Background: an optimization exercise with open tools, aiming at small area, a short achievable clock period and few clock cycles. Do not read the settings as production practice. The RTL was checked by simulation tests, not by an equivalence proof against the original design. Power is estimated from default activity; no workload was simulated.

<file path="design/flow/design.v">
module ctrl (
    input            rst_n,
    input            stall_req_id,
    input            stall_req_ex,
    output reg[6-1:0]  stall
);
    always @(*) begin
        if(!rst_n) begin
            stall = 6'h0;
        end else if (stall_req_ex == 1) begin
            stall = 6'b00_1111;
        end else if (stall_req_id == 1) begin
            stall = 6'b00_0111;
        end else begin
            stall = 6'h0;
        end
    end
endmodule
module pc (
    input                        clk,
    input                        rst_n, 
    input[6-1:0]       stall,
    output reg[32-1:0] addr_to_rom,
    output reg                       pc_enable
);
    always @(posedge clk) begin
        if(!rst_n) begin
            pc_enable <= 1'b0;
        end else begin
            pc_enable <= 1'b1;
        end
    end
    always @(posedge clk) begin
        if(!pc_enable) begin
            addr_to_rom <= 0;  
        end else if(stall[0] == 0) begin
            addr_to_rom <= addr_to_rom + 'h4;
        end
    end
endmodule
module if_id (
    input                            clk,
    input                            rst_n,
    input[6-1:0]           stall,
    input[32-1:0]      inst_in,
    output reg[32-1:0] inst_out 
);
    always @(posedge clk) begin
        if(!rst_n) begin
            inst_out <= 0;
        end else if(stall[1] == 1 && stall[2] == 0) begin  
            inst_out <= 0;
        end else if(stall[1] == 0) begin
            inst_out <= inst_in;
        end  
    end
endmodule
module id (
    input                        rst_n, 
    input[32-1:0]  inst_data_in,
    input[32-1:0]   reg_rd_data1_in,
    input[32-1:0]   reg_rd_data2_in,
    input[5-1:0]   ex_waddr_in,
    input[32-1:0]   ex_wdata_in,
    input                        ex_wen_in,
    input[5-1:0]   mem_waddr_in,
    input[32-1:0]   mem_wdata_in,
    input                        mem_wen_in,
    output wire                      stall_req,
    output reg[5-1:0]  reg_rd_addr1_out,
    output reg[5-1:0]  reg_rd_addr2_out,
    output reg                       reg_rd_en1_out,
    output reg                       reg_rd_en2_out,
    output reg[5-1:0]  reg_wr_addr_out,
    output reg                       reg_wr_en_out,
    output reg[32-1:0]  reg_rd_data1_out,
    output reg[32-1:0]  reg_rd_data2_out,
    output reg[3-1:0]    alusel_out,
    output reg[8-1:0]     aluop_out
);
    reg                        inst_valid;
    reg[32-1:0]   imm_data;
    wire[6-1:0]       op = inst_data_in[31:26];
    wire[4:0]         rs = inst_data_in[25:21];
    wire[4:0]         rt = inst_data_in[20:16];
    wire[4:0]         wt = inst_data_in[15:11];
    wire[16-1:0]      im = inst_data_in[15:0];
    wire[5:0]    func_op = inst_data_in[5:0];
    wire[4:0]        op4 = inst_data_in[10:6];
    assign stall_req = 1'b0;
    always @(*) begin
        if(!rst_n) begin
            aluop_out = 6'b000000;
            alusel_out = 3'b000;
            inst_valid = 0;
            reg_rd_addr1_out = 0;
            reg_rd_addr2_out = 0;
            reg_wr_addr_out = 0;
            reg_rd_en1_out = 0;
            reg_rd_en2_out = 0;
            reg_wr_en_out = 0;
            imm_data = 0;
        end else begin
            aluop_out = 6'b000000;
            alusel_out = 3'b000;
            inst_valid = 0;
            reg_rd_addr1_out = rs;
            reg_rd_addr2_out = rt;
            reg_wr_addr_out = wt;
            reg_rd_en1_out = 0;
            reg_rd_en2_out = 0;
            reg_wr_en_out = 0;
            imm_data = 0;
            case (op)
                6'b000000: begin
                    case (op4)
                        5'b00000:begin
                            case (func_op)
                                6'b100101: begin
                                    aluop_out = 8'b0010_0101;
                                    alusel_out = 3'b001;
                                    reg_rd_en1_out = 1;
                                    reg_rd_en2_out = 1;
                                    reg_wr_en_out  = 1;
                                    reg_rd_addr1_out = rs;
                                    reg_rd_addr2_out = rt;
                                    reg_wr_addr_out = wt;
                                    inst_valid = 1;
                                end 
                                6'b100100: begin
                                    aluop_out = 8'b0010_0100;
                                    alusel_out = 3'b001;
                                    reg_rd_en1_out = 1;
                                    reg_rd_en2_out = 1;
                                    reg_wr_en_out  = 1;
                                    reg_rd_addr1_out = rs;
                                    reg_rd_addr2_out = rt;
                                    reg_wr_addr_out = wt;
                                    inst_valid = 1;
                                end
                                6'b100110: begin
                                    aluop_out = 8'b0010_0110;
                                    alusel_out = 3'b001;
                                    reg_rd_en1_out = 1;
                                    reg_rd_en2_out = 1;
                                    reg_wr_en_out  = 1;
                                    reg_rd_addr1_out = rs;
                                    reg_rd_addr2_out = rt;
                                    reg_wr_addr_out = wt;
                                    inst_valid = 1;
                                end
                                6'b100111: begin
                                    aluop_out = 8'b0010_0111;
                                    alusel_out = 3'b001;
                                    reg_rd_en1_out = 1;
                                    reg_rd_en2_out = 1;
                                    reg_wr_en_out  = 1;
                                    reg_rd_addr1_out = rs;
                                    reg_rd_addr2_out = rt;
                                    reg_wr_addr_out = wt;
                                    inst_valid = 1;
                                end
                                6'b000100:begin
                                    aluop_out = 8'b0111_1100;
                                    alusel_out = 3'b010;
                                    reg_rd_en1_out = 1;
                                    reg_rd_en2_out = 1;
                                    reg_wr_en_out  = 1;
                                    reg_rd_addr1_out = rs;
                                    reg_rd_addr2_out = rt;
                                    reg_wr_addr_out = wt;
                                    inst_valid = 1;
                                end
                                6'b000110:begin
                                    aluop_out = 8'b0000_0010;
                                    alusel_out = 3'b010;
                                    reg_rd_en1_out = 1;
                                    reg_rd_en2_out = 1;
                                    reg_wr_en_out  = 1;
                                    reg_rd_addr1_out = rs;
                                    reg_rd_addr2_out = rt;
                                    reg_wr_addr_out = wt;
                                    inst_valid = 1;
                                end
                                6'b000111:begin
                                    aluop_out = 8'b0000_0011;
                                    alusel_out = 3'b010;
                                    reg_rd_en1_out = 1;
                                    reg_rd_en2_out = 1;
                                    reg_wr_en_out  = 1;
                                    reg_rd_addr1_out = rs;
                                    reg_rd_addr2_out = rt;
                                    reg_wr_addr_out = wt;
                                    inst_valid = 1;
                                end
                                6'b001111:begin
                                    aluop_out = 8'b0000_0000;
                                    alusel_out = 3'b000;
                                    reg_rd_en1_out = 0;
                                    reg_rd_en2_out = 1;
                                    reg_wr_en_out  = 0;
                                    reg_rd_addr1_out = rs;
                                    reg_rd_addr2_out = rt;
                                    reg_wr_addr_out = wt;
                                    inst_valid = 1;
                                end
                                6'b001011: begin
                                    aluop_out = 8'b0000_1011;
                                    alusel_out = 3'b011;
                                    reg_rd_en1_out = 1;
                                    reg_rd_en2_out = 1;
                                    reg_wr_en_out  = reg_rd_data2_out == 0? 0:1;
                                    reg_rd_addr1_out = rs;
                                    reg_rd_addr2_out = rt;
                                    reg_wr_addr_out = wt;
                                    inst_valid = 1;
                                end
                                6'b001010: begin
                                    aluop_out = 8'b0000_1010;
                                    alusel_out = 3'b011;
                                    reg_rd_en1_out = 1;
                                    reg_rd_en2_out = 1;
                                    reg_wr_en_out  = reg_rd_data2_out == 0? 1:0;
                                    reg_rd_addr1_out = rs;
                                    reg_rd_addr2_out = rt;
                                    reg_wr_addr_out = wt;
                                    inst_valid = 1;
                                end
                                6'b010000: begin
                                    aluop_out = 8'b0001_0000;
                                    alusel_out = 3'b011;
                                    reg_rd_en1_out = 0;
                                    reg_rd_en2_out = 0;
                                    reg_wr_en_out  = 1;
                                    reg_rd_addr1_out = rs;
                                    reg_rd_addr2_out = rt;
                                    reg_wr_addr_out = wt;
                                    inst_valid = 1;
                                end
                                6'b010010: begin
                                    aluop_out = 8'b0001_0010;
                                    alusel_out = 3'b011;
                                    reg_rd_en1_out = 0;
                                    reg_rd_en2_out = 0;
                                    reg_wr_en_out  = 1;
                                    reg_rd_addr1_out = rs;
                                    reg_rd_addr2_out = rt;
                                    reg_wr_addr_out = wt;
                                    inst_valid = 1;
                                end
                                6'b010001: begin
                                    aluop_out = 8'b0001_0001;
                                    reg_rd_en1_out = 1;
                                    reg_rd_en2_out = 0;
                                    reg_wr_en_out  = 0;
                                    reg_rd_addr1_out = rs;
                                    reg_rd_addr2_out = rt;
                                    reg_wr_addr_out = wt;
                                    inst_valid = 1;
                                end
                                6'b010011: begin
                                    aluop_out = 8'b0001_0011;
                                    reg_rd_en1_out = 1;
                                    reg_rd_en2_out = 0;
                                    reg_wr_en_out  = 0;
                                    reg_rd_addr1_out = rs;
                                    reg_rd_addr2_out = rt;
                                    reg_wr_addr_out = wt;
                                    inst_valid = 1;
                                end
                                6'b101010: begin
                                    aluop_out = 8'b0010_1010;
                                    alusel_out = 3'b100;
                                    reg_rd_en1_out = 1;
                                    reg_rd_en2_out = 1;
                                    reg_wr_en_out  = 1;
                                    reg_rd_addr1_out = rs;
                                    reg_rd_addr2_out = rt;
                                    reg_wr_addr_out = wt;
                                    inst_valid = 1;
                                end
                                6'b101011: begin
                                    aluop_out = 8'b0010_1011;
                                    alusel_out = 3'b100;
                                    reg_rd_en1_out = 1;
                                    reg_rd_en2_out = 1;
                                    reg_wr_en_out  = 1;
                                    reg_rd_addr1_out = rs;
                                    reg_rd_addr2_out = rt;
                                    reg_wr_addr_out = wt;
                                    inst_valid = 1;
                                end
                                6'b100000: begin
                                    aluop_out = 8'b0010_0000;
                                    alusel_out = 3'b100;
                                    reg_rd_en1_out = 1;
                                    reg_rd_en2_out = 1;
                                    reg_wr_en_out  = 1;
                                    reg_rd_addr1_out = rs;
                                    reg_rd_addr2_out = rt;
                                    reg_wr_addr_out = wt;
                                    inst_valid = 1;
                                end
                                6'b100001: begin
                                    aluop_out = 8'b0010_0001;
                                    alusel_out = 3'b100;
                                    reg_rd_en1_out = 1;
                                    reg_rd_en2_out = 1;
                                    reg_wr_en_out  = 1;
                                    reg_rd_addr1_out = rs;
                                    reg_rd_addr2_out = rt;
                                    reg_wr_addr_out = wt;
                                    inst_valid = 1;
                                end
                                6'b100010: begin
                                    aluop_out = 8'b0010_0010;
                                    alusel_out = 3'b100;
                                    reg_rd_en1_out = 1;
                                    reg_rd_en2_out = 1;
                                    reg_wr_en_out  = 1;
                                    reg_rd_addr1_out = rs;
                                    reg_rd_addr2_out = rt;
                                    reg_wr_addr_out = wt;
                                    inst_valid = 1;
                                end
                                6'b100011: begin
                                    aluop_out = 8'b0010_0011;
                                    alusel_out = 3'b100;
                                    reg_rd_en1_out = 1;
                                    reg_rd_en2_out = 1;
                                    reg_wr_en_out  = 1;
                                    reg_rd_addr1_out = rs;
                                    reg_rd_addr2_out = rt;
                                    reg_wr_addr_out = wt;
                                    inst_valid = 1;
                                end
                                6'b011000: begin
                                    aluop_out = 8'b0001_1000;
                                    alusel_out = 3'b100;
                                    reg_rd_en1_out = 1;
                                    reg_rd_en2_out = 1;
                                    reg_wr_en_out  = 1;
                                    reg_rd_addr1_out = rs;
                                    reg_rd_addr2_out = rt;
                                    reg_wr_addr_out = wt;
                                    inst_valid = 1;
                                end
                                6'b011001: begin
                                    aluop_out = 8'b0001_1001;
                                    alusel_out = 3'b100;
                                    reg_rd_en1_out = 1;
                                    reg_rd_en2_out = 1;
                                    reg_wr_en_out  = 1;
                                    reg_rd_addr1_out = rs;
                                    reg_rd_addr2_out = rt;
                                    reg_wr_addr_out = wt;
                                    inst_valid = 1;
                                end
                                6'b011010: begin
                                    aluop_out = 8'b0001_1010;
                                    reg_rd_en1_out = 1;
                                    reg_rd_en2_out = 1;
                                    reg_wr_en_out  = 0;
                                    reg_rd_addr1_out = rs;
                                    reg_rd_addr2_out = rt;
                                    reg_wr_addr_out = wt;
                                    inst_valid = 1;
                                end
                                6'b011011: begin
                                    aluop_out = 8'b0001_1011;
                                    reg_rd_en1_out = 1;
                                    reg_rd_en2_out = 1;
                                    reg_wr_en_out  = 0;
                                    reg_rd_addr1_out = rs;
                                    reg_rd_addr2_out = rt;
                                    reg_wr_addr_out = wt;
                                    inst_valid = 1;
                                end
                                default: begin
                                    aluop_out = 8'b0000_0000;
                                    alusel_out = 3'b001;
                                    reg_rd_en1_out = 0;
                                    reg_rd_en2_out = 0;
                                    reg_wr_en_out  = 0;
                                    reg_rd_addr1_out = rs;
                                    reg_wr_addr_out = rt;
                                    inst_valid = 1;
                                end 
                            endcase
                        end 
                        default: begin
                            aluop_out = 8'b0000_0000;
                            alusel_out = 3'b001;
                            reg_rd_en1_out = 0;
                            reg_rd_en2_out = 0;
                            reg_wr_en_out  = 0;
                            reg_rd_addr1_out = rs;
                            reg_wr_addr_out = rt;
                            inst_valid = 1;
                        end
                    endcase
                end
                6'b011100:begin
                    case (func_op)
                        6'b100000:begin
                            aluop_out = 8'b1011_0000;
                            alusel_out = 3'b100;
                            reg_rd_en1_out = 1;
                            reg_rd_en2_out = 0;
                            reg_wr_en_out  = 1;
                            reg_rd_addr1_out = rs;
                            reg_wr_addr_out = wt;
                            inst_valid = 1;
                        end 
                        6'b100001:begin
                            aluop_out = 8'b1011_0001;
                            alusel_out = 3'b100;
                            reg_rd_en1_out = 1;
                            reg_rd_en2_out = 0;
                            reg_wr_en_out  = 1;
                            reg_rd_addr1_out = rs;
                            reg_wr_addr_out = wt;
                            inst_valid = 1;
                        end
                        6'b000010:begin
                            aluop_out = 8'b1010_1001;
                            alusel_out = 3'b101;
                            reg_rd_en1_out = 1;
                            reg_rd_en2_out = 1;
                            reg_wr_en_out  = 1;
                            reg_rd_addr1_out = rs;
                            reg_rd_addr2_out = rt;
                            reg_wr_addr_out = wt;
                            inst_valid = 1;
                        end
                        6'b000000: begin
                            aluop_out = 8'b1010_0110;
                            alusel_out = 3'b101;
                            reg_rd_en1_out = 1;
                            reg_rd_en2_out = 1;
                            reg_wr_en_out  = 0;
                            reg_rd_addr1_out = rs;
                            reg_rd_addr2_out = rt;
                            reg_wr_addr_out = wt;
                            inst_valid = 1;
                        end
                        6'b000001: begin
                            aluop_out = 8'b1010_1000;
                            alusel_out = 3'b101;
                            reg_rd_en1_out = 1;
                            reg_rd_en2_out = 1;
                            reg_wr_en_out  = 0;
                            reg_rd_addr1_out = rs;
                            reg_rd_addr2_out = rt;
                            reg_wr_addr_out = wt;
                            inst_valid = 1;
                        end
                        6'b000100: begin
                            aluop_out = 8'b1010_1010;
                            alusel_out = 3'b101;
                            reg_rd_en1_out = 1;
                            reg_rd_en2_out = 1;
                            reg_wr_en_out  = 0;
                            reg_rd_addr1_out = rs;
                            reg_rd_addr2_out = rt;
                            reg_wr_addr_out = wt;
                            inst_valid = 1;                            
                        end
                        6'b000101: begin
                            aluop_out = 8'b1010_1011;
                            alusel_out = 3'b101;
                            reg_rd_en1_out = 1;
                            reg_rd_en2_out = 1;
                            reg_wr_en_out  = 0;
                            reg_rd_addr1_out = rs;
                            reg_rd_addr2_out = rt;
                            reg_wr_addr_out = wt;
                            inst_valid = 1;                            
                        end
                        default: begin
                        end
                    endcase
                end
                6'b001101:  begin
                    aluop_out = 8'b0010_0101;
                    alusel_out = 3'b001;
                    reg_rd_en1_out = 1;
                    reg_rd_en2_out = 0;
                    reg_wr_en_out  = 1;
                    reg_rd_addr1_out = rs;
                    reg_wr_addr_out = rt;
                    imm_data = {16'h0,im};
                    inst_valid = 1;
                end
                6'b001100: begin
                    aluop_out = 8'b0010_0100;
                    alusel_out = 3'b001;
                    reg_rd_en1_out = 1;
                    reg_rd_en2_out = 0;
                    reg_wr_en_out  = 1;
                    reg_rd_addr1_out = rs;
                    reg_wr_addr_out = rt;
                    imm_data = {16'h0,im};
                    inst_valid = 1;
                end
                6'b001110: begin
                    aluop_out = 8'b0010_0110;
                    alusel_out = 3'b001;
                    reg_rd_en1_out = 1;
                    reg_rd_en2_out = 0;
                    reg_wr_en_out  = 1;
                    reg_rd_addr1_out = rs;
                    reg_wr_addr_out = rt;
                    imm_data = {16'h0,im};
                    inst_valid = 1;
                end
                6'b001111:  begin
                    aluop_out = 8'b0010_0101;
                    alusel_out = 3'b001;
                    reg_rd_en1_out = 1;
                    reg_rd_en2_out = 0;
                    reg_wr_en_out  = 1;
                    reg_rd_addr1_out = rs;
                    reg_wr_addr_out = rt;
                    imm_data = {im,16'h0};
                    inst_valid = 1;
                end
                6'b110011: begin
                    aluop_out = 8'b0000_0000;
                    alusel_out = 3'b001;
                    reg_rd_en1_out = 0;
                    reg_rd_en2_out = 0;
                    reg_wr_en_out  = 0;
                    reg_rd_addr1_out = rs;
                    reg_wr_addr_out = rt;
                    inst_valid = 1;
                end
                6'b001010: begin
                    aluop_out = 8'b0010_1010;
                    alusel_out = 3'b100;
                    reg_rd_en1_out = 1;
                    reg_rd_en2_out = 0;
                    reg_wr_en_out  = 1;
                    reg_rd_addr1_out = rs;
                    reg_wr_addr_out = rt;
                    imm_data = {{16{im[15]}},im};
                    inst_valid = 1;
                end
                6'b001011: begin
                    aluop_out = 8'b0010_1011;
                    alusel_out = 3'b100;
                    reg_rd_en1_out = 1;
                    reg_rd_en2_out = 0;
                    reg_wr_en_out  = 1;
                    reg_rd_addr1_out = rs;
                    reg_wr_addr_out = rt;
                    imm_data = {{16{im[15]}},im};
                    inst_valid = 1;
                end
                6'b001000: begin
                    aluop_out = 8'b0101_0101;
                    alusel_out = 3'b100;
                    reg_rd_en1_out = 1;
                    reg_rd_en2_out = 0;
                    reg_wr_en_out  = 1;
                    reg_rd_addr1_out = rs;
                    reg_wr_addr_out = rt;
                    imm_data = {{16{im[15]}},im};
                    inst_valid = 1;
                end
                6'b001001: begin
                    aluop_out = 8'b0101_0110;
                    alusel_out = 3'b100;
                    reg_rd_en1_out = 1;
                    reg_rd_en2_out = 0;
                    reg_wr_en_out  = 1;
                    reg_rd_addr1_out = rs;
                    reg_wr_addr_out = rt;
                    imm_data = {{16{im[15]}},im};
                    inst_valid = 1;
                end
                default:   begin
                    aluop_out = 8'b0000_0000;
                    alusel_out = 3'b001;
                    reg_rd_en1_out = 0;
                    reg_rd_en2_out = 0;
                    reg_wr_en_out  = 0;
                    reg_rd_addr1_out = rs;
                    reg_wr_addr_out = rt;
                    inst_valid = 1;
                end
            endcase
            if(op == 'b0 && rs == 'b0) begin 
                case (func_op)
                    6'b000000: begin
                        aluop_out = 8'b0111_1100;
                        alusel_out = 3'b010;
                        reg_rd_en1_out = 0;
                        reg_rd_en2_out = 1;
                        reg_wr_en_out  = 1;
                        reg_rd_addr1_out = rs;
                        reg_rd_addr2_out = rt;
                        reg_wr_addr_out = wt;
                        imm_data = {27'h0,op4};
                        inst_valid = 1;
                    end 
                    6'b000010: begin
                        aluop_out = 8'b0000_0010;
                        alusel_out = 3'b010;
                        reg_rd_en1_out = 0;
                        reg_rd_en2_out = 1;
                        reg_wr_en_out  = 1;
                        reg_rd_addr1_out = rs;
                        reg_rd_addr2_out = rt;
                        reg_wr_addr_out = wt;
                        imm_data = {27'h0,op4};
                        inst_valid = 1;
                    end
                    6'b000011: begin
                        aluop_out = 8'b0000_0011;
                        alusel_out = 3'b010;
                        reg_rd_en1_out = 0;
                        reg_rd_en2_out = 1;
                        reg_wr_en_out  = 1;
                        reg_rd_addr1_out = rs;
                        reg_rd_addr2_out = rt;
                        reg_wr_addr_out = wt;
                        imm_data = {27'h0,op4};
                        inst_valid = 1;
                    end
                    default: ;
                endcase
            end
        end
    end
    always @(*) begin
        if(!rst_n) begin
            reg_rd_data1_out = 0;
        end else if (reg_rd_en1_out && ex_wen_in && ex_waddr_in != 0 && reg_rd_addr1_out == ex_waddr_in) begin
            reg_rd_data1_out = ex_wdata_in;
        end else if (reg_rd_en1_out && mem_wen_in && mem_waddr_in != 0 && reg_rd_addr1_out == mem_waddr_in) begin
            reg_rd_data1_out = mem_wdata_in;
        end else if(reg_rd_en1_out == 1) begin
            reg_rd_data1_out = reg_rd_data1_in;  
        end else if(reg_rd_en1_out == 0) begin
            reg_rd_data1_out = imm_data;
        end else begin
            reg_rd_data1_out = 0;
        end
    end
    always @(*) begin
        if(!rst_n) begin
            reg_rd_data2_out = 0;
        end else if (reg_rd_en2_out && ex_wen_in && ex_waddr_in != 0 && reg_rd_addr2_out == ex_waddr_in) begin
            reg_rd_data2_out = ex_wdata_in;
        end else if (reg_rd_en2_out && mem_wen_in && mem_waddr_in != 0 && reg_rd_addr2_out == mem_waddr_in) begin
            reg_rd_data2_out = mem_wdata_in;
        end else if(reg_rd_en2_out == 1) begin
            reg_rd_data2_out = reg_rd_data2_in;
        end else if(reg_rd_en2_out == 0) begin
            reg_rd_data2_out = imm_data;
        end else begin
            reg_rd_data2_out = 0;
        end
    end
endmodule
module regs (
    input                        clk,
    input                        rst_n,
    input[5-1:0]   waddr,
    input[32-1:0]   wdata,
    input[5-1:0]   raddr1,
    input[5-1:0]   raddr2,
    input                        we,
    input                        re1,
    input                        re2,
    output reg[32-1:0]  rdata1,
    output reg[32-1:0]  rdata2
);
    reg[32-1:0] reg_file[32-1:0];  
integer i;
    always @(posedge clk) begin
        if(!rst_n) begin
            for (i=0;i<32;i=i+1) begin
                reg_file[i] <= 'h0;
            end
        end else begin  
            if(we && waddr!=0)begin 
                reg_file[waddr] <= wdata;
            end 
        end
    end
    always @(*) begin  
        if(!rst_n) begin
            rdata1 = 0;
        end else if(raddr1 == 'b0) begin
            rdata1 = 0;
        end else begin
            if(re1 && we && raddr1 == waddr) begin  
                rdata1 = wdata;
            end else if(re1)begin
                rdata1 = reg_file[raddr1];
            end else begin
                rdata1 = 0;
            end
        end
    end
    always @(*) begin  
        if(!rst_n) begin
            rdata2 = 0;
        end else if(raddr2 == 'b0) begin
            rdata2 = 0;
        end else begin
            if(re2 && we && raddr2 == waddr) begin 
                rdata2 = wdata;
            end else if(re2)begin
                rdata2 = reg_file[raddr2];
            end else begin
                rdata2 = 0;
            end
        end
    end
endmodule
module id_ex (
    input                        rst_n, 
    input                        clk,
    input[6-1:0]       stall,
    input[5-1:0]  reg_wr_addr_in,
    input                       reg_wr_en_in,
    input[32-1:0]  reg_rd_data1_in,
    input[32-1:0]  reg_rd_data2_in,
    input[3-1:0]    alusel_in,
    input[8-1:0]     aluop_in,
    output reg[5-1:0]  reg_wr_addr_out,
    output reg                       reg_wr_en_out,
    output reg[32-1:0]  reg_rd_data1_out,
    output reg[32-1:0]  reg_rd_data2_out,
    output reg[3-1:0]    alusel_out,
    output reg[8-1:0]     aluop_out
);
    always @(posedge clk) begin
        if(!rst_n) begin
            reg_wr_addr_out <= 0;
            reg_wr_en_out <= 0;
            reg_rd_data1_out <= 0;
            reg_rd_data2_out <= 0;
            alusel_out <= 0;
            aluop_out <= 0;
        end else if(stall[2] == 1 && stall[3] == 0) begin
            reg_wr_addr_out <= 0;
            reg_wr_en_out <= 0;
            reg_rd_data1_out <= 0;
            reg_rd_data2_out <= 0;
            alusel_out <= 0;
            aluop_out <= 0;
        end else if(stall[2] == 0) begin
            reg_wr_addr_out <= reg_wr_addr_in;
            reg_wr_en_out <= reg_wr_en_in;
            reg_rd_data1_out <= reg_rd_data1_in;
            reg_rd_data2_out <= reg_rd_data2_in;
            alusel_out <= alusel_in;
            aluop_out <= aluop_in;
        end
    end
endmodule
module ex (
    input                           rst_n, 
    input[3-1:0]        alusel_in,
    input[8-1:0]         aluop_in,
    input[32-1:0]      reg1_in,
    input[32-1:0]      reg2_in,
    input[5-1:0]      w_reg_addr_in,
    input                           w_reg_en_in,
    input[32-1:0]      hi_regs_in,
    input[32-1:0]      lo_regs_in,
    input[32-1:0]      wb_hi_regs_in,
    input[32-1:0]      wb_lo_regs_in,
    input                           wb_hilo_wen,
    input[32-1:0]      mem_hi_regs_in,
    input[32-1:0]      mem_lo_regs_in,
    input                           mem_hilo_wen,
    input[64-1:0]   hilo_tmp_in,
    input[1:0]                      mul_cnt_in,
    input[64-1:0]   div_res_in,
    input                           div_rdy_in,
    output reg                        stall_req,
    output reg[32-1:0]   div_dived_out,
    output reg[32-1:0]   div_div_out,
    output reg                        div_start_out,
    output reg                        signed_div_out,
    output reg[5-1:0]   w_reg_addr_out,
    output reg[32-1:0]   w_reg_data_out,
    output reg                        w_reg_en_out,
    output reg[64-1:0]hilo_tmp_out,
    output reg[1:0]                   mul_cnt_out,
    output reg[32-1:0]   hi_regs_out,
    output reg[32-1:0]   lo_regs_out,
    output reg                        hilo_wen
);
    reg[32-1:0]    logic_res;
    reg[32-1:0]    shift_res;
    reg[32-1:0]    move_res;
    reg[32-1:0]    arith_res;
    reg[64-1:0] mul_res;
    reg[32-1:0]    reg_hi;
    reg[32-1:0]    reg_lo;
    reg[64-1:0] hilo_tmp_ma_inst;
    reg                         stall_req_ma_inst;
    reg                         stall_req_div_inst;
    wire                        over_mem;
    wire                        reg1_eq_reg2;
    wire                        reg1_lt_reg2;  
    wire[32-1:0]   reg2_mux;
    wire[32-1:0]   reg1_not;
    wire[32-1:0]   sum_res;
    wire[32-1:0]   mul_op1;
    wire[32-1:0]   mul_op2;
    wire[64-1:0]hilo_tmp;
    assign reg2_mux = ((aluop_in == 8'b0010_0010 )||
                       (aluop_in == 8'b0010_0011)||
                       (aluop_in == 8'b0010_1010)) ? (~reg2_in)+1 : reg2_in;
    assign reg1_not = ~reg1_in;
    assign sum_res  = reg1_in + reg2_mux;
    assign over_mem = (!reg1_in[31] && !reg2_mux[31] && sum_res[31])||
                      ( reg1_in[31] &&  reg2_mux[31] && !sum_res[31]);
    assign reg1_lt_reg2 = (aluop_in == 8'b0010_1010)?
                          ( reg1_in[31] && !reg2_in[31])|| 
                          ( reg1_in[31] &&  reg2_in[31] &&  sum_res[31])||
                          (!reg1_in[31] && !reg2_in[31] &&  sum_res[31]):
                          (reg1_in < reg2_in);
    assign mul_op1  = ((aluop_in == 8'b1010_1001) || (aluop_in == 8'b0001_1000)
                      ||(aluop_in == 8'b1010_0110)||(aluop_in == 8'b1010_1010))&&reg1_in[31] ?
                      (~reg1_in + 1) : reg1_in;
    assign mul_op2  = ((aluop_in == 8'b1010_1001) || (aluop_in == 8'b0001_1000)
                      ||(aluop_in == 8'b1010_0110)||(aluop_in == 8'b1010_1010))&&reg2_in[31] ?
                      (~reg2_in + 1) : reg2_in;
    assign hilo_tmp =  mul_op1*mul_op2;                  
    always @(*) begin
        if(!rst_n)begin
            reg_hi = 0;
            reg_lo = 0;
        end else if(mem_hilo_wen) begin
            reg_hi = mem_hi_regs_in;
            reg_lo = mem_lo_regs_in;
        end else if(wb_hilo_wen) begin
            reg_hi = wb_hi_regs_in;
            reg_lo = wb_lo_regs_in;
        end else begin
            reg_hi = hi_regs_in;
            reg_lo = lo_regs_in;
        end
    end
    always @(*) begin
        stall_req = stall_req_ma_inst || stall_req_div_inst;
    end
    always @(*) begin
        if(!rst_n)begin
            mul_res = 0;
        end else begin
            case (aluop_in)
                8'b1010_1001, 8'b0001_1000 ,8'b1010_0110,8'b1010_1010: begin
                    if (reg1_in[31] ^ reg2_in[31]) begin
                        mul_res = ~hilo_tmp + 1;
                    end else begin
                        mul_res = hilo_tmp;
                    end
                end
                default: mul_res = hilo_tmp;
            endcase
        end
    end
    always @(*) begin
        if(!rst_n) begin
            hilo_tmp_out = 0;
            mul_cnt_out = 0;
            hilo_tmp_ma_inst = 0;
            stall_req_ma_inst = 0;
        end else begin
            case (aluop_in)
                8'b1010_0110, 8'b1010_1000: begin
                    if(mul_cnt_in == 'b0) begin
                        hilo_tmp_out = mul_res;
                        mul_cnt_out = 2'b01;
                        hilo_tmp_ma_inst = 'b0;
                        stall_req_ma_inst = 'b1;
                    end else if(mul_cnt_in == 'b01) begin
                        hilo_tmp_out = 'b0;
                        mul_cnt_out = 2'b10;
                        hilo_tmp_ma_inst = hilo_tmp_in + {reg_hi,reg_lo};
                        stall_req_ma_inst = 'b0;
                    end else begin
                        hilo_tmp_out = 0;
                        mul_cnt_out = 2'b0;
                        hilo_tmp_ma_inst = 'b0;
                        stall_req_ma_inst = 'b0;
                    end
                end
                8'b1010_1010, 8'b1010_1011: begin
                    if(mul_cnt_in == 'b0) begin
                        hilo_tmp_out = ~mul_res+1;
                        mul_cnt_out = 2'b01;
                        hilo_tmp_ma_inst = 'b0;
                        stall_req_ma_inst = 'b1;
                    end else if(mul_cnt_in == 'b01) begin
                        hilo_tmp_out = 'b0;
                        mul_cnt_out = 2'b10;
                        hilo_tmp_ma_inst = hilo_tmp_in + {reg_hi,reg_lo};
                        stall_req_ma_inst = 'b0;
                    end else begin
                        hilo_tmp_out = 0;
                        mul_cnt_out = 2'b0;
                        hilo_tmp_ma_inst = 'b0;
                        stall_req_ma_inst = 'b0;
                    end
                end 
                default: begin
                    hilo_tmp_out = 0;
                    mul_cnt_out = 0;
                    hilo_tmp_ma_inst = 0;
                    stall_req_ma_inst = 0;
                end
            endcase
        end
    end
    always @(*) begin
        if(!rst_n)begin
            stall_req_div_inst = 0;
            div_dived_out = 0;
            div_div_out = 0;
            div_start_out = 0;
            signed_div_out = 0;
        end else begin
            stall_req_div_inst = 0;
            div_dived_out = 0;
            div_div_out = 0;
            div_start_out = 0;
            signed_div_out = 0;
            case (aluop_in)
                8'b0001_1010: begin
                    if(!div_rdy_in) begin
                        div_dived_out = reg1_in;
                        div_div_out = reg2_in;
                        div_start_out = 1;
                        stall_req_div_inst = 1;
                        signed_div_out = 1;
                    end else begin
                        div_dived_out = reg1_in;
                        div_div_out = reg2_in;
                        div_start_out = 0;
                        stall_req_div_inst = 0;
                        signed_div_out = 1;
                    end
                end 
                8'b0001_1011: begin
                    if(!div_rdy_in) begin
                        div_dived_out = reg1_in;
                        div_div_out = reg2_in;
                        div_start_out = 1;
                        stall_req_div_inst = 1;
                        signed_div_out = 0;
                    end else begin
                        div_dived_out = reg1_in;
                        div_div_out = reg2_in;
                        div_start_out = 0;
                        stall_req_div_inst = 0;
                        signed_div_out = 0;
                    end
                end
                default: begin
                    stall_req_div_inst = 0;
                    div_dived_out = 0;
                    div_div_out = 0;
                    div_start_out = 0;
                    signed_div_out = 0;
                end
            endcase
        end
    end
    always @(*) begin
        if(!rst_n)begin
            logic_res = 0;
        end else begin
            case (aluop_in)
                8'b0010_0101: logic_res = reg1_in | reg2_in;
                8'b0010_0100:logic_res = reg1_in & reg2_in;
                8'b0010_0111:logic_res = ~(reg1_in | reg2_in);
                8'b0010_0110:logic_res = reg1_in ^ reg2_in;
                default: logic_res = 0;
            endcase
        end
    end
    always @(*) begin
        if(!rst_n)begin
            arith_res = 0;
        end else begin
            case(aluop_in) 
                8'b0010_1010, 8'b0010_1011: arith_res = reg1_lt_reg2;
                8'b0010_0000, 8'b0010_0001, 8'b0101_0101, 8'b0101_0110: arith_res = sum_res;
                8'b0010_0010, 8'b0010_0011: arith_res = sum_res;
                8'b1011_0000: begin
                    arith_res = reg1_in[31] ? 'd0  : reg1_in[30]  ? 'd1  : reg1_in[29] ? 'd2  :
                                reg1_in[28] ? 'd3  : reg1_in[27]  ? 'd4  : reg1_in[26] ? 'd5  :
                                reg1_in[25] ? 'd6  : reg1_in[24]  ? 'd7  : reg1_in[23] ? 'd8  : 
                                reg1_in[22] ? 'd9  : reg1_in[21]  ? 'd10 : reg1_in[20] ? 'd11 :
                                reg1_in[19] ? 'd12 : reg1_in[18] ? 'd13  : reg1_in[17] ? 'd14 : 
                                reg1_in[16] ? 'd15 : reg1_in[15] ? 'd16  : reg1_in[14] ? 'd17 : 
                                reg1_in[13] ? 'd18 : reg1_in[12] ? 'd19  : reg1_in[11] ? 'd20 :
                                reg1_in[10] ? 'd21 : reg1_in[9]  ? 'd22  : reg1_in[8]  ? 'd23 : 
                                reg1_in[7]  ? 'd24 : reg1_in[6]  ? 'd25  : reg1_in[5]  ? 'd26 : 
                                reg1_in[4]  ? 'd27 : reg1_in[3]  ? 'd28  : reg1_in[2]  ? 'd29 : 
                                reg1_in[1]  ? 'd30 : reg1_in[0]  ? 'd31  : 'd32 ;
                end
                8'b1011_0001: begin
                    arith_res = reg1_not[31]  ? 'd0  : reg1_not[30] ? 'd1  : reg1_not[29] ? 'd2  :
                                reg1_not[28]  ? 'd3  : reg1_not[27] ? 'd4  : reg1_not[26] ? 'd5  :
                                reg1_not[25]  ? 'd6  : reg1_not[24] ? 'd7  : reg1_not[23] ? 'd8  : 
                                reg1_not[22]  ? 'd9  : reg1_not[21] ? 'd10 : reg1_not[20] ? 'd11 :
                                reg1_not[19]  ? 'd12 : reg1_not[18] ? 'd13 : reg1_not[17] ? 'd14 : 
                                reg1_not[16]  ? 'd15 : reg1_not[15] ? 'd16 : reg1_not[14] ? 'd17 : 
                                reg1_not[13]  ? 'd18 : reg1_not[12] ? 'd19 : reg1_not[11] ? 'd20 :
                                reg1_not[10]  ? 'd21 : reg1_not[9]  ? 'd22 : reg1_not[8]  ? 'd23 : 
                                reg1_not[7]   ? 'd24 : reg1_not[6]  ? 'd25 : reg1_not[5]  ? 'd26 : 
                                reg1_not[4]   ? 'd27 : reg1_not[3]  ? 'd28 : reg1_not[2]  ? 'd29 : 
                                reg1_not[1]   ? 'd30 : reg1_not[0]  ? 'd31 : 'd32 ;
                end
                default: arith_res = 0;
            endcase
        end
    end
    always @(*) begin
        if(!rst_n)begin
            shift_res = 0;
        end else begin
            case (aluop_in)
                8'b0111_1100:shift_res = reg2_in << reg1_in[4:0];
                8'b0000_0010:shift_res = reg2_in >> reg1_in[4:0];
                8'b0000_0011:shift_res = ({32{reg2_in[31]}} << (6'd32-{1'b0,reg1_in[4:0]}))| reg2_in >> reg1_in[4:0];
                default: shift_res = 0;
            endcase
        end
    end
    always @(*) begin
        if(!rst_n)begin
            move_res = 0;
        end else begin
            case (aluop_in)
                8'b0000_1010:move_res = reg1_in;
                8'b0000_1011:move_res = reg1_in;
                8'b0001_0000:move_res = reg_hi;
                8'b0001_0010:move_res = reg_lo;
                default: move_res = 0;
            endcase
        end
    end
    always @(*) begin
        if(!rst_n)begin
            hi_regs_out = 0;
            lo_regs_out = 0;
            hilo_wen = 0;
        end else begin
            case (aluop_in)
                8'b0001_0001:begin
                    hi_regs_out = reg1_in;
                    lo_regs_out = 0;
                    hilo_wen = 1;
                end
                8'b0001_0011:begin
                    hi_regs_out = 0;
                    lo_regs_out = reg1_in;
                    hilo_wen = 1;
                end
                8'b0001_1000, 8'b0001_1001: begin
                    hi_regs_out = mul_res[63:32];
                    lo_regs_out = mul_res[31:0];
                    hilo_wen = 1;
                end
                8'b1010_0110, 8'b1010_1000: begin
                    hi_regs_out = hilo_tmp_ma_inst[63:32];
                    lo_regs_out = hilo_tmp_ma_inst[31:0];
                    hilo_wen = 1;
                end
                8'b1010_1010, 8'b1010_1011: begin
                    hi_regs_out = hilo_tmp_ma_inst[63:32];
                    lo_regs_out = hilo_tmp_ma_inst[31:0];
                    hilo_wen = 1;
                end
                8'b0001_1010, 8'b0001_1011: begin
                    hi_regs_out = div_res_in[63:32];
                    lo_regs_out = div_res_in[31:0];
                    hilo_wen = 1;
                end
                default: begin
                    hi_regs_out = 0;
                    lo_regs_out = 0;
                    hilo_wen = 0;
                end
            endcase
        end
    end
    always @(*) begin
        if((aluop_in == 8'b0010_0000 || aluop_in == 8'b0101_0101 || aluop_in == 8'b0010_0010)&&over_mem) begin
            w_reg_en_out = 0;
        end else begin
            w_reg_en_out   = w_reg_en_in;
        end
        w_reg_addr_out = w_reg_addr_in;
        case (alusel_in)
            3'b001:       w_reg_data_out = logic_res;  
            3'b010:       w_reg_data_out = shift_res; 
            3'b011:        w_reg_data_out = move_res;
            3'b101:         w_reg_data_out = mul_res[31:0];
            3'b100:  w_reg_data_out = arith_res;
            default: w_reg_data_out = 0;
        endcase
    end
endmodule
module ex_mem (
    input                       clk,
    input                       rst_n,
    input[6-1:0]      stall,
    input[5-1:0]      w_reg_addr_in,
    input[32-1:0]      w_reg_data_in,
    input                           w_reg_en_in,
    input[32-1:0]       hi_regs_in,
    input[32-1:0]       lo_regs_in,
    input                            hilo_wen_in,
    input[64-1:0]    hilo_tmp_in,
    input[1:0]                       mul_cnt_in,
    output reg[32-1:0]   hi_regs_out,
    output reg[32-1:0]   lo_regs_out,
    output reg                        hilo_wen_out,
    output reg[64-1:0]hilo_tmp_out,
    output reg[1:0]                   mul_cnt_out,
    output reg[5-1:0]   w_reg_addr_out,
    output reg[32-1:0]   w_reg_data_out,
    output reg                        w_reg_en_out
);
    always @(posedge clk) begin
        if(!rst_n) begin
            w_reg_addr_out   <= 0;
            w_reg_data_out   <= 0;
            w_reg_en_out     <= 0;
            hi_regs_out      <= 0;
            lo_regs_out      <= 0;
            hilo_wen_out     <= 0;
            hilo_tmp_out     <= 0;    
            mul_cnt_out      <= 0; 
        end else if(stall[3] == 1 && stall[4] == 0) begin
            w_reg_addr_out   <= 0;
            w_reg_data_out   <= 0;
            w_reg_en_out     <= 0;
            hi_regs_out      <= 0;
            lo_regs_out      <= 0;
            hilo_wen_out     <= 0;
            hilo_tmp_out     <= hilo_tmp_in;
            mul_cnt_out      <= mul_cnt_in;
        end else if(stall[3] == 0) begin
            w_reg_addr_out   <= w_reg_addr_in;
            w_reg_data_out   <= w_reg_data_in;
            w_reg_en_out     <= w_reg_en_in;
            hi_regs_out      <= hi_regs_in;
            lo_regs_out      <= lo_regs_in;
            hilo_wen_out     <= hilo_wen_in;
            hilo_tmp_out     <= 0;
            mul_cnt_out      <= 0;
        end else begin
            hilo_tmp_out     <= hilo_tmp_in;
            mul_cnt_out      <= mul_cnt_in;
        end
    end
endmodule
module mem (
    input rst_n,
    input[5-1:0]       w_reg_addr_in,
    input[32-1:0]       w_reg_data_in,
    input                            w_reg_en_in,
    input[32-1:0]       hi_regs_in,
    input[32-1:0]       lo_regs_in,
    input                            hilo_wen_in,
    output reg[32-1:0]  hi_regs_out,
    output reg[32-1:0]  lo_regs_out,
    output reg                       hilo_wen_out,
    output reg[5-1:0]  w_reg_addr_out,
    output reg[32-1:0]  w_reg_data_out,
    output reg                       w_reg_en_out
);
    always @(*) begin
        if(!rst_n) begin
            w_reg_addr_out  =  0;
            w_reg_data_out  =  0;
            w_reg_en_out    =  0;
            hi_regs_out     =  0;
            lo_regs_out     =  0;
            hilo_wen_out    =  0;
        end else begin
            w_reg_addr_out  =  w_reg_addr_in;
            w_reg_data_out  =  w_reg_data_in;
            w_reg_en_out    =  w_reg_en_in;
            hi_regs_out     =  hi_regs_in;
            lo_regs_out     =  lo_regs_in;
            hilo_wen_out    =  hilo_wen_in;
        end
    end
endmodule
module mem_wb (
    input                            clk,
    input                            rst_n,
    input[6-1:0]           stall,
    input[5-1:0]       w_reg_addr_in,
    input[32-1:0]       w_reg_data_in,
    input                            w_reg_en_in,
    input[32-1:0]       hi_regs_in,
    input[32-1:0]       lo_regs_in,
    input                            hilo_wen_in,
    output reg[32-1:0]  hi_regs_out,
    output reg[32-1:0]  lo_regs_out,
    output reg                       hilo_wen_out,
    output reg[5-1:0]  w_reg_addr_out,
    output reg[32-1:0]  w_reg_data_out,
    output reg                       w_reg_en_out
);
    always @(posedge clk) begin
        if(!rst_n) begin
            w_reg_addr_out <= 0;
            w_reg_data_out <= 0;
            w_reg_en_out   <= 0;
            hi_regs_out    <= 0;
            lo_regs_out    <= 0;
            hilo_wen_out   <= 0;
        end else if(stall[4] == 1 && stall[5] == 0) begin
            w_reg_addr_out <= 0;
            w_reg_data_out <= 0;
            w_reg_en_out   <= 0;
            hi_regs_out    <= 0;
            lo_regs_out    <= 0;
            hilo_wen_out   <= 0;
        end else if(stall[4] == 0) begin
            w_reg_addr_out <= w_reg_addr_in;
            w_reg_data_out <= w_reg_data_in;
            w_reg_en_out   <= w_reg_en_in;
            hi_regs_out    <= hi_regs_in;
            lo_regs_out    <= lo_regs_in;
            hilo_wen_out   <= hilo_wen_in;
        end
    end
endmodule
module hilo_regs (
    input                           clk,
    input                           rst_n,
    input                           we,
    input[32-1:0]      hi_data_in,
    input[32-1:0]      lo_data_in,
    output reg[32-1:0] hi_data_out,
    output reg[32-1:0] lo_data_out
);
    always @(posedge clk) begin
        if(!rst_n) begin
            hi_data_out <= 'b0;
            lo_data_out <= 'b0;
        end else if(we) begin
            hi_data_out <= hi_data_in;
            lo_data_out <= lo_data_in;
        end
    end
endmodule
module div (
    input                                   clk,
    input                                   rst_n,
    input                                   signed_div_in,
    input[32-1:0]              dived_in,
    input[32-1:0]              div_in,
    input                                   div_start_in,
    input                                   div_cancel_in,
    output reg[64-1:0]      div_res_out,
    output reg                              div_ready_out
);
    wire[32:0]      div_tmp;  
    wire[32-1:0]    div_op1;
    wire[32-1:0]    div_op2;
    reg[5:0]                     div_cnt;
    reg[64:0]    divend;    
    reg[32-1:0]     divisor;
    reg[1:0]                     div_state;
    assign div_tmp = {1'b0,divend[63:32]} - {1'b0,divisor};
    assign div_op1 = (signed_div_in & dived_in[31])? (~dived_in+1'b1):(dived_in);
    assign div_op2 = (signed_div_in & div_in[31])? (~div_in+1'b1):(div_in);
    always @(posedge clk) begin
        if(!rst_n) begin
            div_state <= 2'b00;
            div_ready_out <= 0;
            div_res_out <= 0;
            div_cnt <= 0;
        end else begin
            case (div_state)
                2'b00: begin
                    if(div_start_in & !div_cancel_in) begin
                        if(div_in == 'h0) begin
                            div_state <= 2'b01;
                        end else begin
                            div_state <= 2'b10;
                            div_cnt <= 'h0;
                            divend <= {32'h0,div_op1,1'b0};
                            divisor<= div_op2;
                        end
                    end else begin
                        div_ready_out <= 0;
                        div_res_out <= 0;
                    end
                end 
                2'b01: begin
                    divend <= 'h0;
                    div_state <= 2'b11;
                end
                2'b10: begin
                    if(!div_cancel_in) begin
                        if(div_cnt < 6'b10_0000) begin
                            if(div_tmp[32] == 1'b1) begin 
                                divend <= {divend[63:0],1'b0};
                            end else begin
                                divend <= {div_tmp[31:0],divend[31:0],1'b1};
                            end
                            div_cnt <= div_cnt + 1;
                        end else begin  
                            if(signed_div_in & (dived_in[31] ^ div_in[31])) begin
                                divend[31:0] <= (~divend[31:0]+1'b1);
                            end
                            if(signed_div_in & (dived_in[31] ^ divend[64])) begin
                                divend[64:33] <= (~divend[64:33]+1'b1);
                            end
                            div_state <= 2'b11;
                            div_cnt <= 'h0;
                        end 
                    end else begin  
                        div_state <= 2'b00;
                    end
                end
                2'b11: begin
                    if(!div_start_in) begin
                        div_res_out <= 0;
                        div_ready_out <= 0;
                        div_state <= 2'b00;
                    end else begin
                        div_res_out <= {divend[64:33],divend[31:0]};
                        div_ready_out <= 1;
                    end
                end
                default: begin
                    div_state <= 2'b00;
                    div_ready_out <= 0;
                    div_res_out <= 0;
                end
            endcase
        end
    end
endmodule
module mips_top (
    input                             clk,
    input                             rst_n,
    input[32-1:0]       rom_data_in,
    output wire[32-1:0]  rom_addr_out,
    output wire                        rom_enable,
    output wire                        wb_reg_we,
    output wire[5-1:0]   wb_reg_addr,
    output wire[32-1:0]   wb_reg_data,
    output wire                        wb_hilo_we,
    output wire[32-1:0]   wb_hi,
    output wire[32-1:0]   wb_lo
);
    wire [32-1:0] inst_data_if2id;
    wire [32-1:0]  reg_rd_data1_2id;
    wire [32-1:0]  reg_rd_data2_2id;
    wire [32-1:0]  hi_regs_2ex;
    wire [32-1:0]  lo_regs_2ex;
    wire                        hilo_wen_2ex;
    wire [5-1:0]  reg_rd_addr1_2reg;
    wire [5-1:0]  reg_rd_addr2_2reg;
    wire                        reg_rd_en1_2reg;
    wire                        reg_rd_en2_2reg;
    wire [5-1:0]  reg_wr_addr_2ex;
    wire                        reg_wr_en_2ex;
    wire [32-1:0]  reg_rd_data1_2ex;
    wire [32-1:0]  reg_rd_data2_2ex;
    wire [3-1:0]    alusel_2ex;
    wire [8-1:0]     aluop_2ex;
    wire [5-1:0]  reg_wr_addr_2ex_dly;
    wire                        reg_wr_en_2ex_dly;
    wire [32-1:0]  reg_rd_data1_2ex_dly;
    wire [32-1:0]  reg_rd_data2_2ex_dly;
    wire [3-1:0]    alusel_2ex_dly;
    wire [8-1:0]     aluop_2ex_dly;
    wire [0:0]                  ctrl_req_from_id;
    wire [5-1:0]  reg_wr_addr_2mem;
    wire [32-1:0]  reg_wr_data_2mem;
    wire                        reg_wr_en_2mem;
    wire [5-1:0]  reg_wr_addr_2mem_dly;
    wire [32-1:0]  reg_wr_data_2mem_dly;
    wire                        reg_wr_en_2mem_dly;
    wire [32-1:0]  hi_regs_2mem;
    wire [32-1:0]  lo_regs_2mem;
    wire                        hilo_wen_2mem;
    wire [32-1:0]  hi_regs_2mem_dly;
    wire [32-1:0]  lo_regs_2mem_dly;
    wire                        hilo_wen_2mem_dly;
    wire [64-1:0]hilo_tmp_2mem_dly;
    wire [1:0]                   mul_cnt_2mem_dly;
    wire [64-1:0]hilo_tmp_2ex;
    wire [1:0]                   mul_cnt_2ex;
    wire[5-1:0]   reg_wr_waddr_ex2id = reg_wr_addr_2mem;
    wire[32-1:0]   reg_wr_wdata_ex2id = reg_wr_data_2mem;
    wire                        reg_wr_en_ex2id = reg_wr_en_2mem;
    wire [0:0]                  ctrl_req_from_ex;
    wire [32-1:0]   dived_2div;
    wire [32-1:0]   div_2div;
    wire [0:0]                   div_start_2div;
    wire [0:0]                   div_signed_2div;
    wire [64-1:0]div_res_2ex;
    wire [0:0]                   div_ready_2ex;
    wire [5-1:0]  reg_wr_addr_2wb;
    wire [32-1:0]  reg_wr_data_2wb;
    wire                        reg_wr_en_2wb;
    wire [5-1:0]  reg_wr_addr_2wb_dly;
    wire [32-1:0]  reg_wr_data_2wb_dly;
    wire                        reg_wr_en_2wb_dly;
    wire [32-1:0]  hi_regs_2wb;
    wire [32-1:0]  lo_regs_2wb;
    wire                        hilo_wen_2wb;
    wire [32-1:0]  hi_regs_2wb_dly;
    wire [32-1:0]  lo_regs_2wb_dly;
    wire                        hilo_wen_2wb_dly;
    wire [32-1:0]  hi_regs_mem2ex = hi_regs_2wb;
    wire [32-1:0]  lo_regs_mem2ex = lo_regs_2wb;
    wire                        hilo_wen_mem2ex = hilo_wen_2wb;
    wire[5-1:0]   reg_wr_waddr_mem2id = reg_wr_addr_2wb;
    wire[32-1:0]   reg_wr_wdata_mem2id = reg_wr_data_2wb;
    wire                        reg_wr_en_mem2id = reg_wr_en_2wb;
    wire [32-1:0]  hi_regs_wb2ex = hi_regs_2wb_dly;
    wire [32-1:0]  lo_regs_wb2ex = lo_regs_2wb_dly;
    wire                        hilo_wen_wb2ex = hilo_wen_2wb_dly;
    wire [6-1:0]      ctrl_out;
    pc pc0(
        .clk(clk),
        .rst_n(rst_n),
        .stall(ctrl_out),
        .addr_to_rom(rom_addr_out),
        .pc_enable(rom_enable)
    );
    if_id if_id0(
        .clk(clk),
        .rst_n(rst_n),
        .stall(ctrl_out),
        .inst_in(rom_data_in),
        .inst_out(inst_data_if2id)
    );
    id id0(
        .rst_n(rst_n),
        .inst_data_in(inst_data_if2id),
        .reg_rd_data1_in(reg_rd_data1_2id),
        .reg_rd_data2_in(reg_rd_data2_2id),
        .ex_waddr_in(reg_wr_waddr_ex2id),
        .ex_wdata_in(reg_wr_wdata_ex2id),
        .ex_wen_in(reg_wr_en_ex2id),
        .mem_waddr_in(reg_wr_waddr_mem2id),
        .mem_wdata_in(reg_wr_wdata_mem2id),
        .mem_wen_in(reg_wr_en_mem2id),
        .stall_req(ctrl_req_from_id),
        .reg_rd_addr1_out(reg_rd_addr1_2reg),
        .reg_rd_addr2_out(reg_rd_addr2_2reg),
        .reg_rd_en1_out(reg_rd_en1_2reg),
        .reg_rd_en2_out(reg_rd_en2_2reg),
        .reg_wr_addr_out(reg_wr_addr_2ex),
        .reg_wr_en_out(reg_wr_en_2ex),
        .reg_rd_data1_out(reg_rd_data1_2ex),
        .reg_rd_data2_out(reg_rd_data2_2ex),
        .alusel_out(alusel_2ex),
        .aluop_out(aluop_2ex)
    );
    regs regs0(
        .clk(clk),
        .rst_n(rst_n),
        .waddr(reg_wr_addr_2wb_dly),
        .wdata(reg_wr_data_2wb_dly),
        .raddr1(reg_rd_addr1_2reg),
        .raddr2(reg_rd_addr2_2reg),
        .we(reg_wr_en_2wb_dly),
        .re1(reg_rd_en1_2reg),
        .re2(reg_rd_en2_2reg),
        .rdata1(reg_rd_data1_2id),
        .rdata2(reg_rd_data2_2id)
    );
    id_ex id_ex0(
        .clk(clk),
        .rst_n(rst_n),
        .stall(ctrl_out),
        .reg_wr_addr_in(reg_wr_addr_2ex),
        .reg_wr_en_in(reg_wr_en_2ex),
        .reg_rd_data1_in(reg_rd_data1_2ex),
        .reg_rd_data2_in(reg_rd_data2_2ex),
        .alusel_in(alusel_2ex),
        .aluop_in(aluop_2ex),
        .reg_wr_addr_out(reg_wr_addr_2ex_dly),
        .reg_wr_en_out(reg_wr_en_2ex_dly),
        .reg_rd_data1_out(reg_rd_data1_2ex_dly),
        .reg_rd_data2_out(reg_rd_data2_2ex_dly),
        .alusel_out(alusel_2ex_dly),
        .aluop_out(aluop_2ex_dly) 
    );
    ex ex0(
        .rst_n(rst_n),
        .alusel_in(alusel_2ex_dly),
        .aluop_in(aluop_2ex_dly),
        .reg1_in(reg_rd_data1_2ex_dly),
        .reg2_in(reg_rd_data2_2ex_dly),
        .w_reg_addr_in(reg_wr_addr_2ex_dly),
        .w_reg_en_in(reg_wr_en_2ex_dly),
        .hi_regs_in(hi_regs_2ex),
        .lo_regs_in(lo_regs_2ex),
        .wb_hi_regs_in(hi_regs_wb2ex),
        .wb_lo_regs_in(lo_regs_wb2ex),
        .wb_hilo_wen(hilo_wen_wb2ex),
        .mem_hi_regs_in(hi_regs_mem2ex),
        .mem_lo_regs_in(lo_regs_mem2ex),
        .mem_hilo_wen(hilo_wen_mem2ex),
        .hilo_tmp_in(hilo_tmp_2ex),
        .mul_cnt_in(mul_cnt_2ex),
        .div_res_in(div_res_2ex),
        .div_rdy_in(div_ready_2ex),
        .stall_req(ctrl_req_from_ex),
        .div_dived_out(dived_2div),
        .div_div_out(div_2div),
        .div_start_out(div_start_2div),
        .signed_div_out(div_signed_2div),
        .w_reg_addr_out(reg_wr_addr_2mem),
        .w_reg_data_out(reg_wr_data_2mem),
        .w_reg_en_out(reg_wr_en_2mem),
        .hilo_tmp_out(hilo_tmp_2mem_dly),
        .mul_cnt_out(mul_cnt_2mem_dly),
        .hi_regs_out(hi_regs_2mem),
        .lo_regs_out(lo_regs_2mem),
        .hilo_wen(hilo_wen_2mem)
    );
    ex_mem ex_mem0(
        .clk(clk),
        .rst_n(rst_n),
        .stall(ctrl_out),
        .w_reg_addr_in(reg_wr_addr_2mem),
        .w_reg_data_in(reg_wr_data_2mem),
        .w_reg_en_in(reg_wr_en_2mem),
        .hi_regs_in(hi_regs_2mem),
        .lo_regs_in(lo_regs_2mem),
        .hilo_wen_in(hilo_wen_2mem),
        .hilo_tmp_in(hilo_tmp_2mem_dly),
        .mul_cnt_in(mul_cnt_2mem_dly),
        .hi_regs_out(hi_regs_2mem_dly),
        .lo_regs_out(lo_regs_2mem_dly),
        .hilo_wen_out(hilo_wen_2mem_dly),
        .hilo_tmp_out(hilo_tmp_2ex),
        .mul_cnt_out(mul_cnt_2ex),
        .w_reg_addr_out(reg_wr_addr_2mem_dly),
        .w_reg_data_out(reg_wr_data_2mem_dly),
        .w_reg_en_out(reg_wr_en_2mem_dly)
    );
    mem mem0(
        .rst_n(rst_n),
        .w_reg_addr_in(reg_wr_addr_2mem_dly),
        .w_reg_data_in(reg_wr_data_2mem_dly),
        .w_reg_en_in(reg_wr_en_2mem_dly),
        .hi_regs_in(hi_regs_2mem_dly),
        .lo_regs_in(lo_regs_2mem_dly),
        .hilo_wen_in(hilo_wen_2mem_dly),
        .hi_regs_out(hi_regs_2wb),
        .lo_regs_out(lo_regs_2wb),
        .hilo_wen_out(hilo_wen_2wb),
        .w_reg_addr_out(reg_wr_addr_2wb),
        .w_reg_data_out(reg_wr_data_2wb),
        .w_reg_en_out(reg_wr_en_2wb)
    );
    mem_wb mem_wb0(
        .clk(clk),
        .rst_n(rst_n),
        .stall(ctrl_out),
        .w_reg_addr_in(reg_wr_addr_2wb),
        .w_reg_data_in(reg_wr_data_2wb),
        .w_reg_en_in(reg_wr_en_2wb),
        .hi_regs_in(hi_regs_2wb),
        .lo_regs_in(lo_regs_2wb),
        .hilo_wen_in(hilo_wen_2wb),
        .hi_regs_out(hi_regs_2wb_dly),
        .lo_regs_out(lo_regs_2wb_dly),
        .hilo_wen_out(hilo_wen_2wb_dly),
        .w_reg_addr_out(reg_wr_addr_2wb_dly),
        .w_reg_data_out(reg_wr_data_2wb_dly),
        .w_reg_en_out(reg_wr_en_2wb_dly)
    );
    hilo_regs hilo_regs0(
        .clk(clk),
        .rst_n(rst_n),
        .we(hilo_wen_2wb_dly),
        .hi_data_in(hi_regs_2wb_dly),
        .lo_data_in(lo_regs_2wb_dly),
        .hi_data_out(hi_regs_2ex),
        .lo_data_out(lo_regs_2ex)
    );
    ctrl ctrl0(
        .rst_n(rst_n),
        .stall_req_id(ctrl_req_from_id),
        .stall_req_ex(ctrl_req_from_ex),
        .stall(ctrl_out)
    );
    div div0(
        .clk(clk),
        .rst_n(rst_n),
        .signed_div_in(div_signed_2div),
        .dived_in(dived_2div),
        .div_in(div_2div),
        .div_start_in(div_start_2div),
        .div_cancel_in(1'b0),  
        .div_res_out(div_res_2ex),
        .div_ready_out(div_ready_2ex)
    );
    assign wb_reg_we   = reg_wr_en_2wb_dly;
    assign wb_reg_addr = reg_wr_addr_2wb_dly;
    assign wb_reg_data = reg_wr_data_2wb_dly;
    assign wb_hilo_we  = hilo_wen_2wb_dly;
    assign wb_hi       = hi_regs_2wb_dly;
    assign wb_lo       = lo_regs_2wb_dly;
endmodule
</file>
<file path="design/flow/run.sh">
#!/bin/bash
# synth_recipe.tcl (not shown) runs the flow's synth.tcl, then flattens the netlist and writes it again
# the make line also repeats each setting of config.mk as NAME=value (left out here)
make -C /OpenROAD-flow-scripts/flow DESIGN_CONFIG=/design/flow/config.mk WORK_HOME=/design/flow/orfs CLKGATE_MAP_FILE= SYNTH_SCRIPT=/design/flow/synth_recipe.tcl finish
</file>
<file path="design/flow/config.mk">
export PLATFORM = sky130hd
export DESIGN_NAME = mips_top
export DESIGN_NICKNAME = mips_top
export VERILOG_FILES = /design/flow/design.v
export SDC_FILE = /design/flow/constraint.sdc
export NUM_CORES = 4
export LEC_CHECK = 0
export CAP_MARGIN = 30
export CORE_MARGIN = 2
export CORE_UTILIZATION = 30
export PLACE_DENSITY = 0.5
export SLEW_MARGIN = 30
</file>
<file path="design/flow/constraint.sdc">
create_clock -name core_clock -period 16.0 [get_ports {clk}]
set_input_delay 3.2000 -clock core_clock [delete_from_list [all_inputs] [get_ports {clk}]]
set_output_delay 3.2000 -clock core_clock [all_outputs]
set_load 0.01 [all_outputs]
</file>
==> run summary <==
yosys synthesis warning count=12; Net Sw Frac=0.287; floorplan die width=between 600 and 700 um; cell taking the most area after synthesis=sky130_fd_sc_hd__edfxtp_1; synthesis-stage register bit count=between 1500 and 2000; Post-synth ARST share=0; sequential cell area=0.0448 sq mm; NetSw=3160 uW; CP Max Fanout=28; clock slew at the register clock pins of the worst setup and hold paths=0.07 ns; number of clock-tree buffers in the layout=271; critical path launch point type=flop; die footprint=0.466 sq mm; worst-case clock skew=0.150 ns; number of cells after detailed placement=20300; most frequently used flop master after synthesis=sky130_fd_sc_hd__edfxtp_1; Post-Synthesis Cell Area=around 0.14 sq mm; category of the critical setup timing path=flop to flop; dominant combinational cell family by area after synthesis=simple AND/OR/NAND/NOR gates; buffers plus inverters on the worst setup path=10; most frequent cells in the layout=sky130_fd_sc_hd__nand2_1 (1637), sky130_fd_sc_hd__nor2_1 (1358), sky130_fd_sc_hd__and2_1 (1136); highest clock rate=65.8 MHz; number of DRC markers in iteration 0=16800; number of max-slew violations in the final report=0; filler-free cell count of the finished design=20700; GR Util All Layers=0.274; fraction of post-synthesis cell area in the top cell type by area=0.243; cell with the largest stage delay on the worst path=sky130_fd_sc_hd__or4b_1; flip-flop and latch share of the layout cell area=0.286; vias in the first global route=113000; setup repair after global routing missed its margin=false; count of maximum capacitance violations=0; via count normalized by instance count=5.77; data required time at the worst endpoint=16.83 ns; hold bufs inserted after CTS=0; longest individual stage delay on the worst path=0.68 ns; placer's final routability congestion estimate=1.04; fraction of the cycle the final worst path needs=0.950; multi-input logic portion of the cell area=0.556; minimum period implied by the final worst setup slack=between 15 and 20 ns; setup TNS=0 ns; endpoint kind of the worst setup timing path=flop; Non-clock buffering overhead=0.0403; post-synthesis simple-gate area fraction=0.183; total half-perimeter wirelength after legalization and detailed placement=478 mm; share of the core filled with cells in the final layout=0.341; total combinational power=between 1000 and 1500 uW; group drawing the most power=sequential cells; I/O Pins=between 150 and 200; Chip Height=683 um; Rel. slew slack=0.206; worst supply voltage drop on vdd=between 90 and 100 uV; number of antenna repair diodes=24; P_int=just under 8000 uW; Fin. Hold Viols=0; largest net degree at the start of global routing=93; run status=complete, no violations; Antenna Violating Nets Remaining=0; pwr/cell area=70.2 mW/mm^2; Worst EP arrival=roughly 16 ns
Testbench counts, summed over its fixed seeds: cycles 17,696.
[per-stage QoR]
stage / instance area, sq um / setup slack (ns) / hold WS [ns] / power (uW)
after CTS: 157000 / 1.12 / 0.432 / 11000
after detailed placement: 150000 / 1.25 / 0.426 / 6280
after global placement: 150000 / 0.967 / 0.422 / 6280
after global routing: 157000 / 0.0604 / 0.448 / 11200
final: 157000 / 0.802 / 0.429 / 11000
after floorplan: 138000 / 2.75 / 0.416 / 5650
[state kept, by name, indices dropped and copies added (netlist names), 3 cells and up]
name,flops
regs0.reg_file,1024
div0.divend,65
div0.div_res_out,64
ex_mem0.hilo_tmp_out,64
div0.divisor,32
ex_mem0.hi_regs_out,32
ex_mem0.lo_regs_out,32
ex_mem0.w_reg_data_out,32
hilo_regs0.hi_data_out,32
hilo_regs0.lo_data_out,32
id_ex0.reg_rd_data1_out,32
id_ex0.reg_rd_data2_out,32
if_id0.inst_out,32
mem_wb0.hi_regs_out,32
mem_wb0.lo_regs_out,32
mem_wb0.w_reg_data_out,32
pc0.addr_to_rom,30
id_ex0.aluop_out,8
div0.div_cnt,6
ex_mem0.w_reg_addr_out,5
id_ex0.reg_wr_addr_out,5
mem_wb0.w_reg_addr_out,5
id_ex0.alusel_out,3
[worst reg2reg max path, delay by kind of cell, from the launching register on]
family / cells / cell delay, ns
multiplexers: 1 / 0.22
AO/OA/AOI/OAI: 6 / 1.41
adder cells (fa/ha/maj): 9 / 4.13
AND/OR/NAND/NOR: 20 / 6.81
XOR/XNOR: 1 / 0.62
flip-flops: 1 / 0.46
buffers and inverters: 10 / 1.41
[final timing paths]
check / startpoint / end / slack (ns) / cells after the start
worst max-delay path: id_ex0.reg_rd_data2_out[1] / ex_mem0.hilo_tmp_out[52] / 0.80 / 47
worst min-delay path: ex_mem0.lo_regs_out[15] / mem_wb0.lo_regs_out[15] / 0.43 / 2
worst min register to register: ex_mem0.lo_regs_out[15] / mem_wb0.lo_regs_out[15] / 0.43 / 2
worst max register to register: id_ex0.reg_rd_data2_out[1] / ex_mem0.hilo_tmp_out[52] / 0.80 / 47
[layer usage]
| metal | wire (um) | vias up | GRT usage |
|---|---|---|---|
| met2 | 271000 | 7144 | 0.390 |
| met5 | 214 | - | 0 |
| met1 | 271000 | 60800 | 0.379 |
| li1 | - | 50100 | - |
| met3 | 78100 | 1317 | 0.0796 |
| met4 | 37900 | 22 | 0.131 |
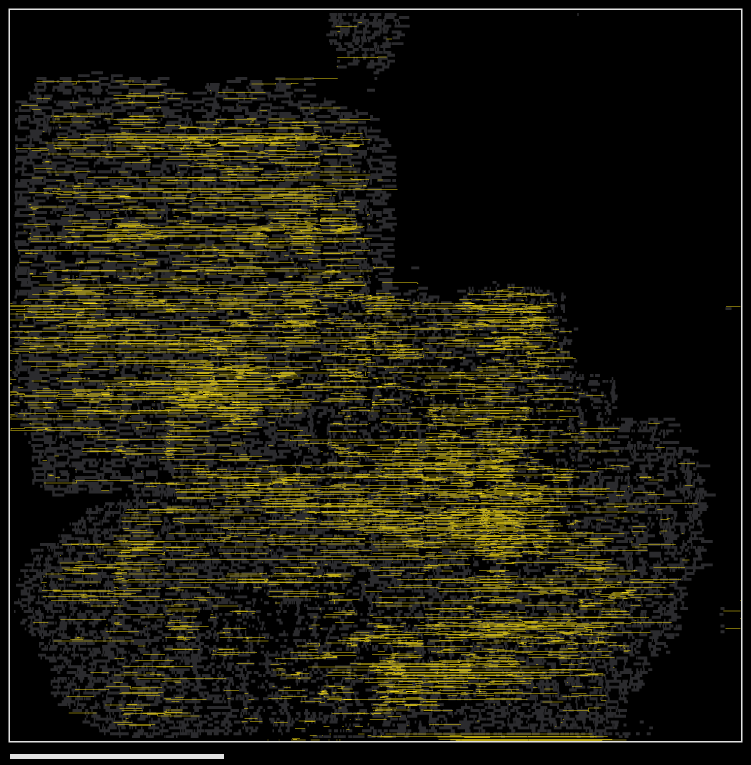
*Metal 3*
Bar = 200 um. Cells faint in the background.
1794 nets have wire on it. The longest straight run is 278 um. The wires run mostly horizontal. The layer holds 12% of the routed length. The layer carries 78.1 mm of wire.

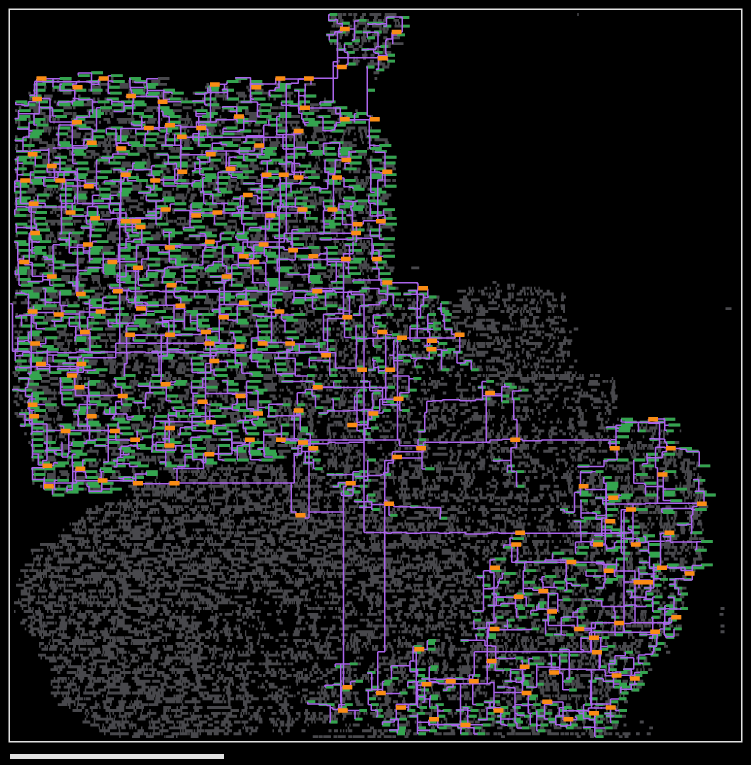
*Clock distribution*
Bar = 200 um.
Purple marks clock wires, length 26.5 mm. Orange marks clock drivers, count 201. Green marks flip-flops, count 1674.
Position of the flops: spread over the die.

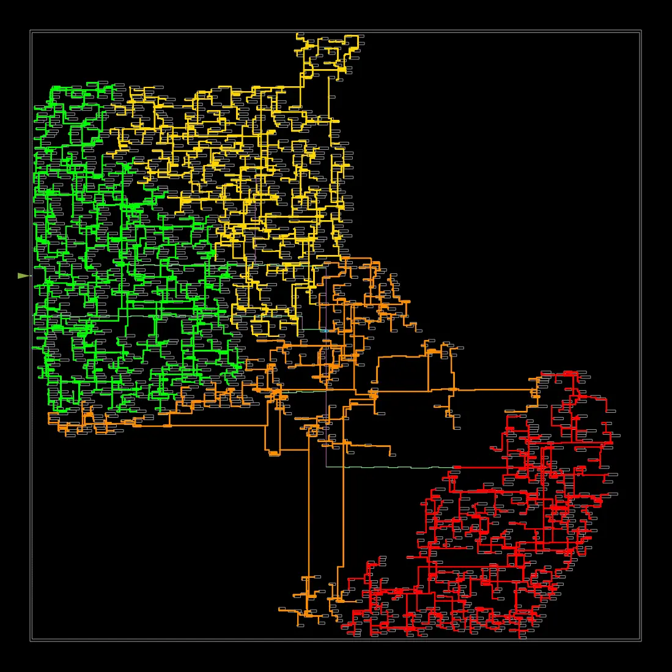
*Clock tree after CTS*
number of clock sinks: 1674
H-tree levels: 4
CTS root buffer: sky130_fd_sc_hd__clkbuf_16
count of sequential standard cells: 1674
clock buffer count from CTS: 201

[what the ideal ports hide]
Ports are ideal in the flow. The routed layout listed here was re-timed in OpenROAD. Step 1 (the two cells are an assumption about what drives the block):
set clk [get_ports {clk}]
set_driving_cell -lib_cell sky130_fd_sc_hd__clkbuf_16 $clk
set_driving_cell -lib_cell sky130_fd_sc_hd__buf_2 [delete_from_list [all_inputs] $clk]
Step 2 adds t to the input delays and takes it off the output delays; t is the mean of the earliest and latest rising clock arrival at the registers after step 1. Input paths then give back, and output paths get back, about the clock's delay inside the block. a / b / c = no drivers / after step 1 / after step 2; a / b = the first two.
shift t [ns]: 1.042
setup WS [ns]: 0.802 / 0.802 / 0.802
hold slack, ns: 0.429 / 0.429 / 0.429
clock arrival spread, ns: 0.155 / 0.155
After both steps this run still meets setup and hold. For this run, drivers alone change the setup slack by 0.000 ns; drivers and shift together by 0.000 ns.
